Context: an optimization exercise on an open-source flow, tuned for small area. The choices shown serve that exercise and are no tape-out recipe. The RTL was checked by simulation tests, not by an equivalence proof against the original design. With no activity given, the tool overestimates toggling in this design, so its power and IR-drop figures are unreliable.

### IR drop over the die

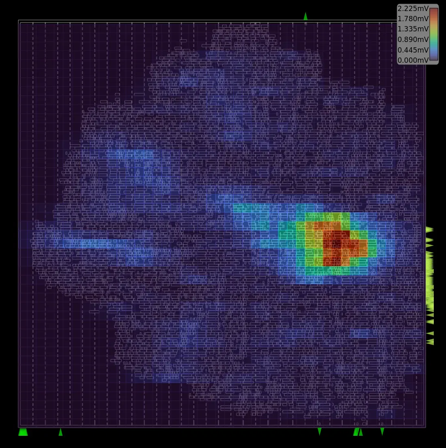
### Signal wires by layer

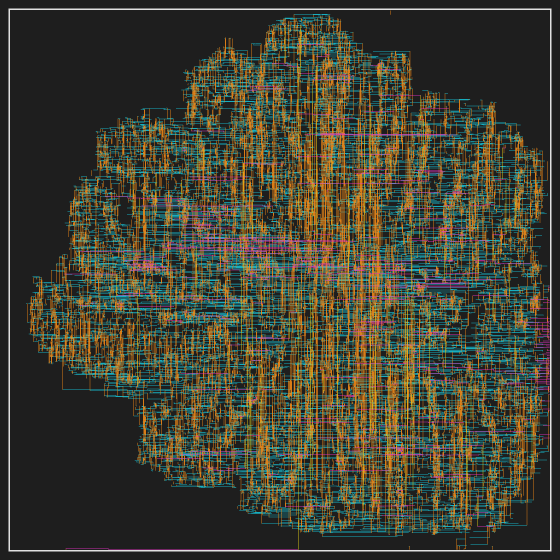
### A small window of the routed layout

The bar under the picture is 10 um long. Window x 321 to 361, y 94 to 134 um. Cells in grey, sequential cells in the stronger grey; small squares are vias.
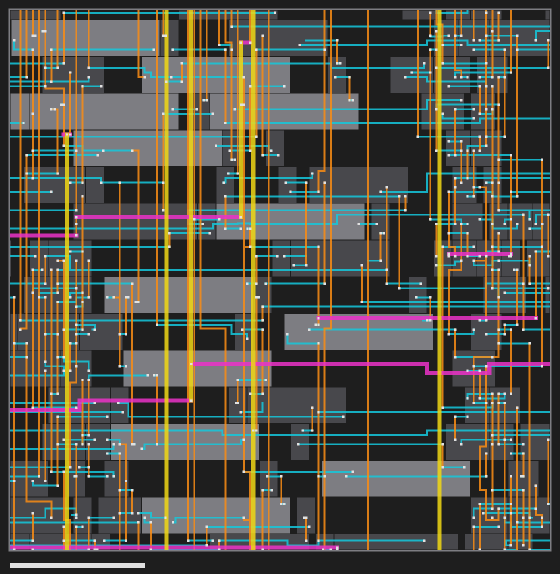
### Clock network drawn from the DEF

The bar under the picture is 100 um long.
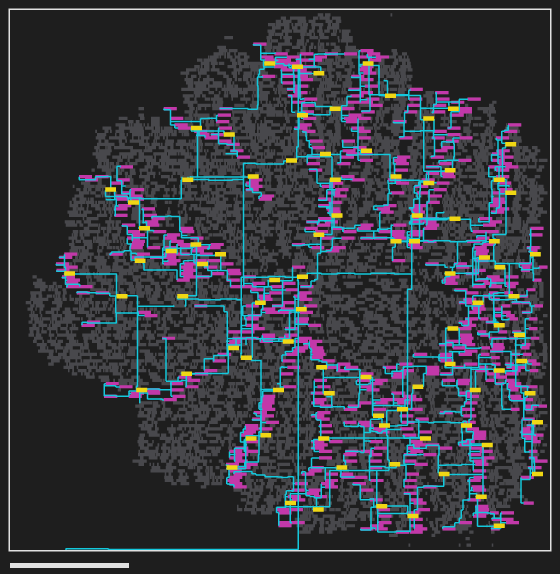
### Placed cells, one colour a class

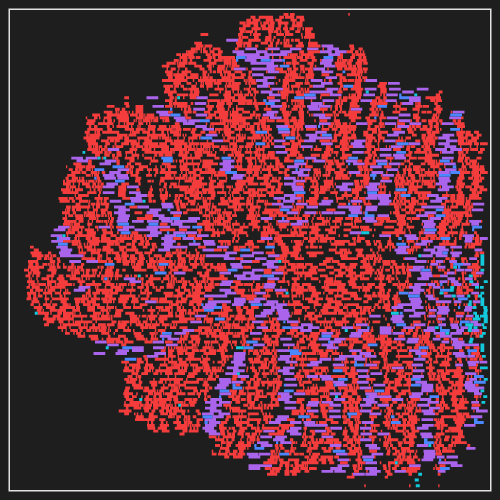
==> design/flow/design.v <==
`timescale 1ns / 1ps
module FIR(
    input clk,
    input reset,
    input enable_fir,
    input signed [15:0] fir_data_in,
    output reg signed [31:0] fir_data_out 
    );
    reg signed [15:0] buff0, buff1, buff2, buff3, buff4, buff5, buff6, buff7, buff8, buff9, buff10, buff11, buff12, buff13, buff14;
    wire signed [15:0] tap0, tap1, tap2, tap3, tap4, tap5, tap6, tap7, tap8, tap9, tap10, tap11, tap12, tap13, tap14; 
    reg signed [31:0] acc0, acc1, acc2, acc3, acc4, acc5, acc6, acc7, acc8, acc9, acc10, acc11, acc12, acc13, acc14; 
    assign tap0 = 16'hfe64;
    assign tap1 = 16'hfc8a; 
    assign tap2 = 16'hfc04; 
    assign tap3 = 16'hff93; 
    assign tap4 = 16'h0883; 
    assign tap5 = 16'h14ef; 
    assign tap6 = 16'h1ff7; 
    assign tap7 = 16'h2463; 
    assign tap8 = 16'h1ff7; 
    assign tap9 = 16'h14ef;
    assign tap10 = 16'h0883; 
    assign tap11 = 16'hff93; 
    assign tap12 = 16'hfc04; 
    assign tap13 = 16'hfc8a; 
    assign tap14 = 16'hfe64;
	always @ (posedge clk)
        begin
            if(enable_fir == 1'b1)
                begin
                    buff0 <= fir_data_in;
                    acc0 <= tap0 * buff0;
                    buff1 <= buff0;  
                    acc1 <= tap1 * buff1;
                    buff2 <= buff1; 
                    acc2 <= tap2 * buff2;
                    buff3 <= buff2;     
                    acc3 <= tap3 * buff3;
                    buff4 <= buff3;  
                    acc4 <= tap4 * buff4;
                    buff5 <= buff4; 
                    acc5 <= tap5 * buff5;
                    buff6 <= buff5;  
                    acc6 <= tap6 * buff6;
                    buff7 <= buff6; 
                    acc7 <= tap7 * buff7;
                    buff8 <= buff7;  
                    acc8 <= tap8 * buff8;
                    buff9 <= buff8;     
                    acc9 <= tap9 * buff9;
                    buff10 <= buff9;   
                    acc10 <= tap10 * buff10;
                    buff11 <= buff10;    
                    acc11 <= tap11 * buff11;
                    buff12 <= buff11;    
                    acc12 <= tap12 * buff12;
                    buff13 <= buff12;  
                    acc13 <= tap13 * buff13;  
                    buff14 <= buff13;  
                    acc14 <= tap14 * buff14;  
                end
        end   
    always @ (posedge clk) 
        begin
            if (enable_fir == 1'b1)
                begin
                    fir_data_out <= acc0 + acc1 + acc2 + acc3 + acc4 + acc5 + acc6 + acc7 + acc8 + acc9 + acc10 + acc11 + acc12 + acc13 + acc14;
                end
        end 
endmodule
`timescale 1 ns / 1 ps
module AXIS_FIR_v1_0_S_AXIS #
    (
        parameter integer C_S_AXIS_TDATA_WIDTH	= 16
    )
    (
        input wire [3:0] s_axis_tkeep,
        output reg enable_fir,
        output reg [C_S_AXIS_TDATA_WIDTH-1 : 0] fir_data_in,
        input wire  S_AXIS_ACLK,
        input wire  S_AXIS_ARESETN,
        output wire  S_AXIS_TREADY,
        input wire [C_S_AXIS_TDATA_WIDTH-1 : 0] S_AXIS_TDATA,
        input wire [(C_S_AXIS_TDATA_WIDTH/8)-1 : 0] S_AXIS_TSTRB,
        input wire  S_AXIS_TLAST,
        input wire  S_AXIS_TVALID
    );
    function integer clogb2 (input integer bit_depth);
        begin
            for(clogb2=0; bit_depth>0; clogb2=clogb2+1)
                bit_depth = bit_depth >> 1;
        end
    endfunction
    localparam NUMBER_OF_INPUT_WORDS  = 8;
    localparam bit_num  = clogb2(NUMBER_OF_INPUT_WORDS-1);
    parameter [1:0] IDLE        = 1'b0,  
                    WRITE_FIFO  = 1'b1;  
    reg axis_tready;
    reg mst_exec_state; 
    genvar byte_index;   
    wire fifo_wren;
    reg fifo_full_flag;
    reg [bit_num-1:0] write_pointer;
    reg writes_done;
    assign S_AXIS_TREADY = axis_tready;
    always @ (posedge S_AXIS_ACLK) 
        begin  
            if (!S_AXIS_ARESETN) 
                begin
                  mst_exec_state <= IDLE;
                  axis_tready <= 1'b0;
                end  
            else
                case (mst_exec_state)
                    IDLE: 
                        if (S_AXIS_TVALID)
                            begin
                                mst_exec_state <= WRITE_FIFO;
                                axis_tready <= 1'b1;  
                            end
                        else
                            begin
                                mst_exec_state <= IDLE;
                                axis_tready <= 1'b0;  
                            end
                    WRITE_FIFO: 
                        if (writes_done)
                            begin
                                mst_exec_state <= IDLE;
                            end
                        else
                            begin
                                mst_exec_state <= WRITE_FIFO;
                            end
                endcase
        end
    always@(posedge S_AXIS_ACLK)
        begin
            if(!S_AXIS_ARESETN)
                begin
                    write_pointer <= 0;
                    writes_done <= 1'b0;
                end  
            else
                if (write_pointer <= NUMBER_OF_INPUT_WORDS-1)
                    begin
                        if (fifo_wren)
                            begin
                                write_pointer <= write_pointer + 1;
                                writes_done <= 1'b0;
                            end
                        if ((write_pointer == NUMBER_OF_INPUT_WORDS-1)|| S_AXIS_TLAST)
                            begin
                                writes_done <= 1'b1;
                            end
                    end  
        end
    assign fifo_wren = S_AXIS_TVALID && axis_tready;
    generate 
        for (byte_index=0; byte_index<= (C_S_AXIS_TDATA_WIDTH/8-1); byte_index=byte_index+1)
            begin:FIFO_GEN
                reg  [(C_S_AXIS_TDATA_WIDTH/4)-1:0] stream_data_fifo [0 : NUMBER_OF_INPUT_WORDS-1];
                always @ (posedge S_AXIS_ACLK)
                    begin
                        if (fifo_wren) 
                            begin
                                stream_data_fifo[write_pointer] <= S_AXIS_TDATA[(byte_index*8+7) -: 8];
                            end  
                    end  
            end		
    endgenerate
    always @ (posedge S_AXIS_ACLK)
        begin  
            if (!S_AXIS_ARESETN)
                begin 
                    enable_fir <= 1'b0;
                    fir_data_in <= 16'd0;
                end
            else if (fifo_wren)
                begin
                    enable_fir <= 1'b1;
                    fir_data_in <= S_AXIS_TDATA;
                end
            else 
                begin 
                    enable_fir <= enable_fir;
                    fir_data_in <= fir_data_in;
                end
        end  
endmodule
`timescale 1ns / 1ps
module AXIS_FIR_v1_0_M_AXIS #
    (
        parameter integer C_M_AXIS_TDATA_WIDTH	= 32,
        parameter integer C_M_START_COUNT	= 32
    )
	(
        output reg [3:0] m_axis_tkeep,
        input wire enable_fir,
        input wire [C_M_AXIS_TDATA_WIDTH-1 : 0] fir_data_out,
        input wire  M_AXIS_ACLK,
        input wire  M_AXIS_ARESETN,
        output wire  M_AXIS_TVALID,
        output wire [C_M_AXIS_TDATA_WIDTH-1 : 0] M_AXIS_TDATA,
        output wire [(C_M_AXIS_TDATA_WIDTH/8)-1 : 0] M_AXIS_TSTRB,
        output wire  M_AXIS_TLAST,
        input wire  M_AXIS_TREADY 
	);
	localparam NUMBER_OF_OUTPUT_WORDS = 8;                                               
	function integer clogb2 (input integer bit_depth);                                   
        begin                                                                              
            for(clogb2=0; bit_depth>0; clogb2=clogb2+1)                                      
                bit_depth = bit_depth >> 1;                                                    
        end                                                                                
	endfunction                                                                          
	localparam integer WAIT_COUNT_BITS = clogb2(C_M_START_COUNT-1);                      
	localparam bit_num  = clogb2(NUMBER_OF_OUTPUT_WORDS);                                
	parameter [1:0] IDLE          = 2'b00,  
	                INIT_COUNTER  = 2'b01,  
	                SEND_STREAM   = 2'b10;  
	reg [1:0] mst_exec_state;  
	reg [bit_num-1:0] read_pointer;                                                      
	reg [WAIT_COUNT_BITS-1 : 0] count;
	wire axis_tvalid;
	reg axis_tvalid_delay;
	wire axis_tlast;
	reg axis_tlast_delay;
	reg [C_M_AXIS_TDATA_WIDTH-1 : 0] stream_data_out;
	wire tx_en;
	reg tx_done;
	assign M_AXIS_TVALID = axis_tvalid_delay;
	assign M_AXIS_TDATA	 = stream_data_out;
	assign M_AXIS_TLAST	 = axis_tlast_delay;
	assign M_AXIS_TSTRB	 = {(C_M_AXIS_TDATA_WIDTH/8){1'b1}};
    always @(posedge M_AXIS_ACLK)                                             
        begin                                                                     
            if (!M_AXIS_ARESETN)                                                    
                begin                                                                 
                    mst_exec_state <= IDLE;                                             
                    count    <= 0;                                                      
                end                                                                   
            else                                                                    
                case (mst_exec_state)                                                 
                    IDLE:                                                               
                                mst_exec_state <= INIT_COUNTER;                              
                    INIT_COUNTER:                                                       
                        if (count == C_M_START_COUNT - 1)                               
                            begin                                                           
                                mst_exec_state <= SEND_STREAM;                               
                            end                                                             
                        else                                                              
                            begin                                                           
                                count <= count + 1;                                           
                                mst_exec_state <= INIT_COUNTER;                              
                            end                                                             
                    SEND_STREAM:                                                        
                        if (tx_done)                                                      
                            begin                                                           
                                mst_exec_state <= INIT_COUNTER;
                                count <= 0;                                     
                            end                                                             
                        else                                                              
                            begin                                                           
                                mst_exec_state <= SEND_STREAM;                                
                            end                                                             
                endcase                                                               
        end                                                                       
    assign axis_tvalid = (mst_exec_state != IDLE);
	assign axis_tlast = (read_pointer == NUMBER_OF_OUTPUT_WORDS-1);                                
    always @(posedge M_AXIS_ACLK)                                                                  
        begin                                                                                          
            if (!M_AXIS_ARESETN)                                                                         
                begin                                                                                      
                    axis_tvalid_delay <= 1'b0;                                                               
                    axis_tlast_delay <= 1'b0;                                                                
                end                                                                                        
            else                                                                                         
                begin                                                                                      
                    axis_tvalid_delay <= axis_tvalid;                                                        
                    axis_tlast_delay <= axis_tlast;                                                          
                end                                                                                        
        end                                                                                            
    always@(posedge M_AXIS_ACLK)                                               
        begin                                                                            
            if(!M_AXIS_ARESETN)                                                            
                begin                                                                        
                    read_pointer <= 0;                                                         
                    tx_done <= 1'b0;                                                           
                end                                                                          
            else                                                                           
            if (read_pointer <= NUMBER_OF_OUTPUT_WORDS-1)                                
                begin                                                                      
                    if (tx_en)                                                               
                        begin                                                                  
                            read_pointer <= read_pointer + 1;                                    
                            tx_done <= 1'b0;                                                     
                        end                                                                    
                end                                                                        
            else if (read_pointer == NUMBER_OF_OUTPUT_WORDS)                             
                begin                                                                      
                    tx_done <= 1'b1;   
                    read_pointer <= 0;  
                end                                                                        
        end                                                                              
	assign tx_en = M_AXIS_TREADY && axis_tvalid;   
    always @( posedge M_AXIS_ACLK )                  
        begin                                            
            if(!M_AXIS_ARESETN)                            
                begin                                        
                    stream_data_out <= 1;                      
                end                                          
            else if (tx_en) 
                begin                                        
                    stream_data_out <= fir_data_out;  
                end                                          
        end                                              
    always @ (posedge M_AXIS_ACLK)
        begin
            if (enable_fir == 1'b1 && M_AXIS_ARESETN == 1'b1)
                begin
                    m_axis_tkeep <= 4'hf;
                end
            else
                begin
                    m_axis_tkeep <= 4'h0;
                end
        end    
endmodule
`timescale 1 ns / 1 ps
module AXIS_FIR_v1_0 # 
    (
        parameter integer C_S_AXIS_TDATA_WIDTH	= 16,
        parameter integer C_M_AXIS_TDATA_WIDTH	= 32,
        parameter integer C_M_AXIS_START_COUNT	= 32
    )
    (
        input wire [3:0] s_axis_tkeep,
        output wire [3:0] m_axis_tkeep,
        input wire  s_axis_aclk,
        input wire  s_axis_aresetn,
        output wire  s_axis_tready,
        input wire [C_S_AXIS_TDATA_WIDTH-1 : 0] s_axis_tdata,
        input wire [(C_S_AXIS_TDATA_WIDTH/8)-1 : 0] s_axis_tstrb,
        input wire  s_axis_tlast,
        input wire  s_axis_tvalid,
        input wire  m_axis_aclk,
        input wire  m_axis_aresetn,
        output wire  m_axis_tvalid,
        output wire [C_M_AXIS_TDATA_WIDTH-1 : 0] m_axis_tdata,
        output wire [(C_M_AXIS_TDATA_WIDTH/8)-1 : 0] m_axis_tstrb,
        output wire  m_axis_tlast,
        input wire  m_axis_tready
    );
    wire [C_S_AXIS_TDATA_WIDTH-1 : 0] fir_data_in;
    wire [C_M_AXIS_TDATA_WIDTH-1 : 0] fir_data_out;
    wire enable_fir;
    AXIS_FIR_v1_0_S_AXIS # ( 
        .C_S_AXIS_TDATA_WIDTH(C_S_AXIS_TDATA_WIDTH)
    ) AXIS_FIR_v1_0_S_AXIS_inst (
        .s_axis_tkeep(s_axis_tkeep),
        .enable_fir(enable_fir),
        .fir_data_in(fir_data_in),
        .S_AXIS_ACLK(s_axis_aclk),
        .S_AXIS_ARESETN(s_axis_aresetn),
        .S_AXIS_TREADY(s_axis_tready),
        .S_AXIS_TDATA(s_axis_tdata),
        .S_AXIS_TSTRB(s_axis_tstrb),
        .S_AXIS_TLAST(s_axis_tlast),
        .S_AXIS_TVALID(s_axis_tvalid)
    );
    AXIS_FIR_v1_0_M_AXIS # ( 
        .C_M_AXIS_TDATA_WIDTH(C_M_AXIS_TDATA_WIDTH),
        .C_M_START_COUNT(C_M_AXIS_START_COUNT)
    ) AXIS_FIR_v1_0_M_AXIS_inst (
        .m_axis_tkeep(m_axis_tkeep),
        .enable_fir(enable_fir),
        .fir_data_out(fir_data_out),
        .M_AXIS_ACLK(s_axis_aclk),
        .M_AXIS_ARESETN(s_axis_aresetn),
        .M_AXIS_TVALID(m_axis_tvalid),
        .M_AXIS_TDATA(m_axis_tdata),
        .M_AXIS_TSTRB(m_axis_tstrb),
        .M_AXIS_TLAST(m_axis_tlast),
        .M_AXIS_TREADY(m_axis_tready)
    );
    FIR LPF_FIR_inst (
        .clk(s_axis_aclk),
        .reset(s_axis_aresetn),
        .enable_fir(enable_fir),
        .fir_data_in(fir_data_in),  
        .fir_data_out(fir_data_out)  
    );
endmodule
==> design/flow/run.sh <==
#!/bin/bash
# synth_recipe.tcl (not shown) runs the flow's synth.tcl, then flattens the netlist and writes it again
# the make line also repeats each setting of config.mk as NAME=value (left out here)
make -C /OpenROAD-flow-scripts/flow DESIGN_CONFIG=/design/flow/config.mk WORK_HOME=/design/flow/orfs CLKGATE_MAP_FILE= SYNTH_SCRIPT=/design/flow/synth_recipe.tcl finish
==> design/flow/config.mk <==
export PLATFORM = sky130hd
export DESIGN_NAME = AXIS_FIR_v1_0
export DESIGN_NICKNAME = AXIS_FIR_v1_0
export VERILOG_FILES = /design/flow/design.v
export SDC_FILE = /design/flow/constraint.sdc
export NUM_CORES = 4
export LEC_CHECK = 0
export CAP_MARGIN = 20
export CORE_MARGIN = 2
export CORE_UTILIZATION = 40
export SLEW_MARGIN = 20
==> design/flow/constraint.sdc <==
create_clock -name core_clock -period 8.0 [get_ports {s_axis_aclk}]
set_input_delay 1.6000 -clock core_clock [delete_from_list [all_inputs] [get_ports {s_axis_aclk}]]
set_output_delay 1.6000 -clock core_clock [all_outputs]
set_load 0.01 [all_outputs]
==> flow_summary.json <==
{
  "outcome": "complete, no violations",
  "dr.pass1.iters": 6,
  "rr_worst_depth": 20,
  "multi_input_area_um2": 52500,
  "async_flop_share_pct": 0,
  "holdBufCountCts": 0,
  "dp.cells": 10073,
  "die_x_um": 454,
  "yosys-top-cells-area": "fa_1, edfxtp_1, ha_1",
  "highest_layer": "met4",
  "ys.flop_type": "edfxtp_1",
  "timing.final.crit_share_pct": 90.8,
  "root_buffer": "clkbuf_16",
  "tightest_slew_ns": 1.04,
  "drt-vias-per-instance": 4.86,
  "rsz0062_at_grt": "false",
  "crit_path_top_delay_cell": "edfxtp_1",
  "crit_start": "LPF_FIR_inst.buff6[7]$_DFFE_PP_",
  "syn-cell-area_um2": 81100,
  "end_kind": "register",
  "grt-busiest-layer": "met2",
  "synth_xor_area_share_pct": 4.58,
  "grt_pass1_wl_mm": 297,
  "grt_use_met2_pct": 30.7,
  "synth_commonest_cells": "inv_1, ha_1, fa_1",
  "synth.most_common_cell": "inv_1",
  "port_buffers": 59,
  "io_pins": 72,
  "seq_cells": 717,
  "min_period_ns": 7.27,
  "crit_fanout": 10,
  "overflow": 0,
  "syn_inst": 7357,
  "largest_cell_class": "multi-input gates",
  "synthMuxAreaShare_pct": 0.535,
  "crit_top_cell": "fa_1",
  "buf_share_pct": 0.930,
  "grt_max_degree": 162,
  "finalSetupTns_ns": 0,
  "slowest_delay_ns": 0.78,
  "synth-simple-area-share_pct": 4.79,
  "n_all_buffers": 85,
  "relSlewSlack_pct": 30.8,
  "grt_pass1_vias": 52497,
  "route.detailed.drc": 0,
  "cts_setup_buffers": 0,
  "regArea_um2": 20800,
  "route.met2.wl_mm": 87.9,
  "layoutNonFillerInstCount": 10244,
  "drv_slew": 0,
  "synth-compound-area-share_pct": 6.88,
  "yosys_warnings": 3,
  "rr_startpoint": "LPF_FIR_inst.buff6[7]$_DFFE_PP_",
  "critPathKind": "reg -> reg",
  "critPathTopFamily": "adder cells",
  "hold_path.class": "reg -> reg",
  "taps": 2672,
  "antenna_found_initial": 2,
  "min_path_cells": 0,
  "nets": 9947,
  "hold_violations": 0,
  "worstHoldStart": "AXIS_FIR_v1_0_S_AXIS_inst.fir_data_in[1]$_SDFFE_PN0P_",
  "clk_pin_slew_ns": 0.06,
  "synth_fa_ha_area_share_pct": 47.9,
  "crit_end": "LPF_FIR_inst.acc6[30]$_DFFE_PP_",
  "setup.worst_path.start_class": "register",
  "nFillCells": 18898,
  "place_ws_ns": 0.872,
  "hold-path-endpoint": "LPF_FIR_inst.buff0[1]$_DFFE_PP_",
  "drt_iter0_drc": 3006,
  "die-area_um2": 206000,
  "fin_ws_ns": 0.734,
  "nClkBuffers": 106,
  "drt-met1-wl_mm": 87.5,
  "critPathRequiredTime_ns": 8.44,
  "rrSetupSlack_ns": 0.73,
  "synth_top_family_by_area": "adder cells",
  "synth_top_area_cell": "fa_1",
  "finalSetupViolCount": 0,
  "ys_seq_area_share_pct": 25.7,
  "rr_endpoint": "LPF_FIR_inst.acc6[30]$_DFFE_PP_",
  "area.growth.synth_to_final_pct": 8.85,
  "critPathArrivalTime_ns": 7.71,
  "syn_avg_cell_area_um2": 11.0,
  "multi_input_area_share_pct": 59.5,
  "holdWs_ns": 0.430,
  "drt.antenna.violating_nets": 0,
  "final_common_cell": "inv_1",
  "ctsResizeCount": 0,
  "final_cell_mix": "inv_1, ha_1, fa_1",
  "use_met3_pct": 2.28,
  "yosysTopAreaCellShare_pct": 28.1,
  "dpl_cell_area_um2": 85100,
  "cts_sinks": 717,
  "diodes": 1,
  "reg.largest.list": "AXIS_FIR_v1_0_M_AXIS_inst.stream_data_out: 32 flops, LPF_FIR_inst.fir_data_out: 32 flops, LPF_FIR_inst.acc7: 31 flops",
  "crit_chain": "fa_1 > inv_1 > fa_1 > fa_1 > inv_1 > fa_1 > fa_1 > inv_1 > fa_1 > inv_1 > ha_1 > nand3_1 > a2111oi_0 > a22oi_1 > o21ai_1 > nand4_1 > a2111o_1 > nor2b_1 > o31a_1 > xnor2_1",
  "path_depth": 20,
  "cts_tree": "built",
  "drive_gt1_share_pct": 3.01,
  "cap_violations": 0,
  "fmax_ghz": 0.138,
  "synth_edf_count": 647,
  "wl_met3_mm": 7.27,
  "die_h_um": 454,
  "ys_seq_elements": 717,
  "synth.distinct_cells": 77,
  "grt_use_met1_pct": 26.1,
  "globalplace.congestion": 0.920,
  "dp_hpwl_mm": 156,
  "initial_utilization_pct": 40.2,
  "h-tree-depth": 3,
  "path_buf_inv": 4,
  "cts_buffer_depth": 3,
  "num-multi-input-gates": 4573,
  "cts_made_buffers": 90,
  "clk_share_pct": 3.61,
  "nonClockInverterCount": 2026
}
About 'IR drop over the die':

About 'Signal wires by layer':
[met1] cyan | wire length: 87.5 mm
[met4] yellow | wire length: 4,430 um
[met2] orange | wire length: 87.9 mm
[met3] magenta | wire length: 7,270 um
vias: 49,762
WL/cell: 18.3 um
GRT Util Overall: 18.6%
final wirelength: 187 mm

About 'A small window of the routed layout':
[met3] magenta
[met1] cyan
[met2] orange
[met4] yellow
most frequent: inv_1 (21), edfxtp_1 (12), ha_1 (8)
sequential cells in the window: 12
cells with their middle in the window: 86
netlist names of flops here include: LPF_FIR_inst.acc2 (6), LPF_FIR_inst.acc1 (5)

About 'Clock network drawn from the DEF':
[flip-flops] magenta | count: 717
[clock wires] cyan | length: 11,600 um
[cells driving clock nets] yellow | count: 90
routed clock nets: 91
Clock Skew: 0.0658 ns
Clock Latency Late Sink: 0.72 ns

About 'Placed cells, one colour a class':
[other buffers and delay cells] cyan | cells: 85 | share of their area: 0.97%
[all other logic] red | cells: 6,599 | share of their area: 71%
[clock drivers and dummy loads] blue | cells: 170 | share of their area: 3.8%
[flip-flops] purple | cells: 717 | share of their area: 25%
cell area after layout: 88,300 um^2
final core utilization: 43.7%
Seq/total area: 23.6%
FP Rows: 165
core area: 202,000 um^2

port drivers added, routing unchanged:
In the flow no input, the clock included, has a driving cell. The finished layout below was timed again as built, in two steps. Step 1, drivers: a clkbuf_16 drives s_axis_aclk and a buf_2 each remaining input, both assumed. Step 2 adds t to the input delays and takes it off the output delays; t is the mean of the earliest and latest rising clock arrival at the registers after step 1. Input paths then give back, and output paths get back, about the clock's delay inside the block. a / b / c = no drivers / after step 1 / after step 2; a / b = the first two.
shift t [ns]: 0.774
slack for setup (ns): 0.734 / 0.734 / 0.734
worst hold slack (ns): 0.430 / 0.430 / 0.430
worst setup path at the end: register to register
After both steps setup and hold are still met in this run. The setup slack of this run moves by 0.000 ns with the drivers and by 0.000 ns with both steps.
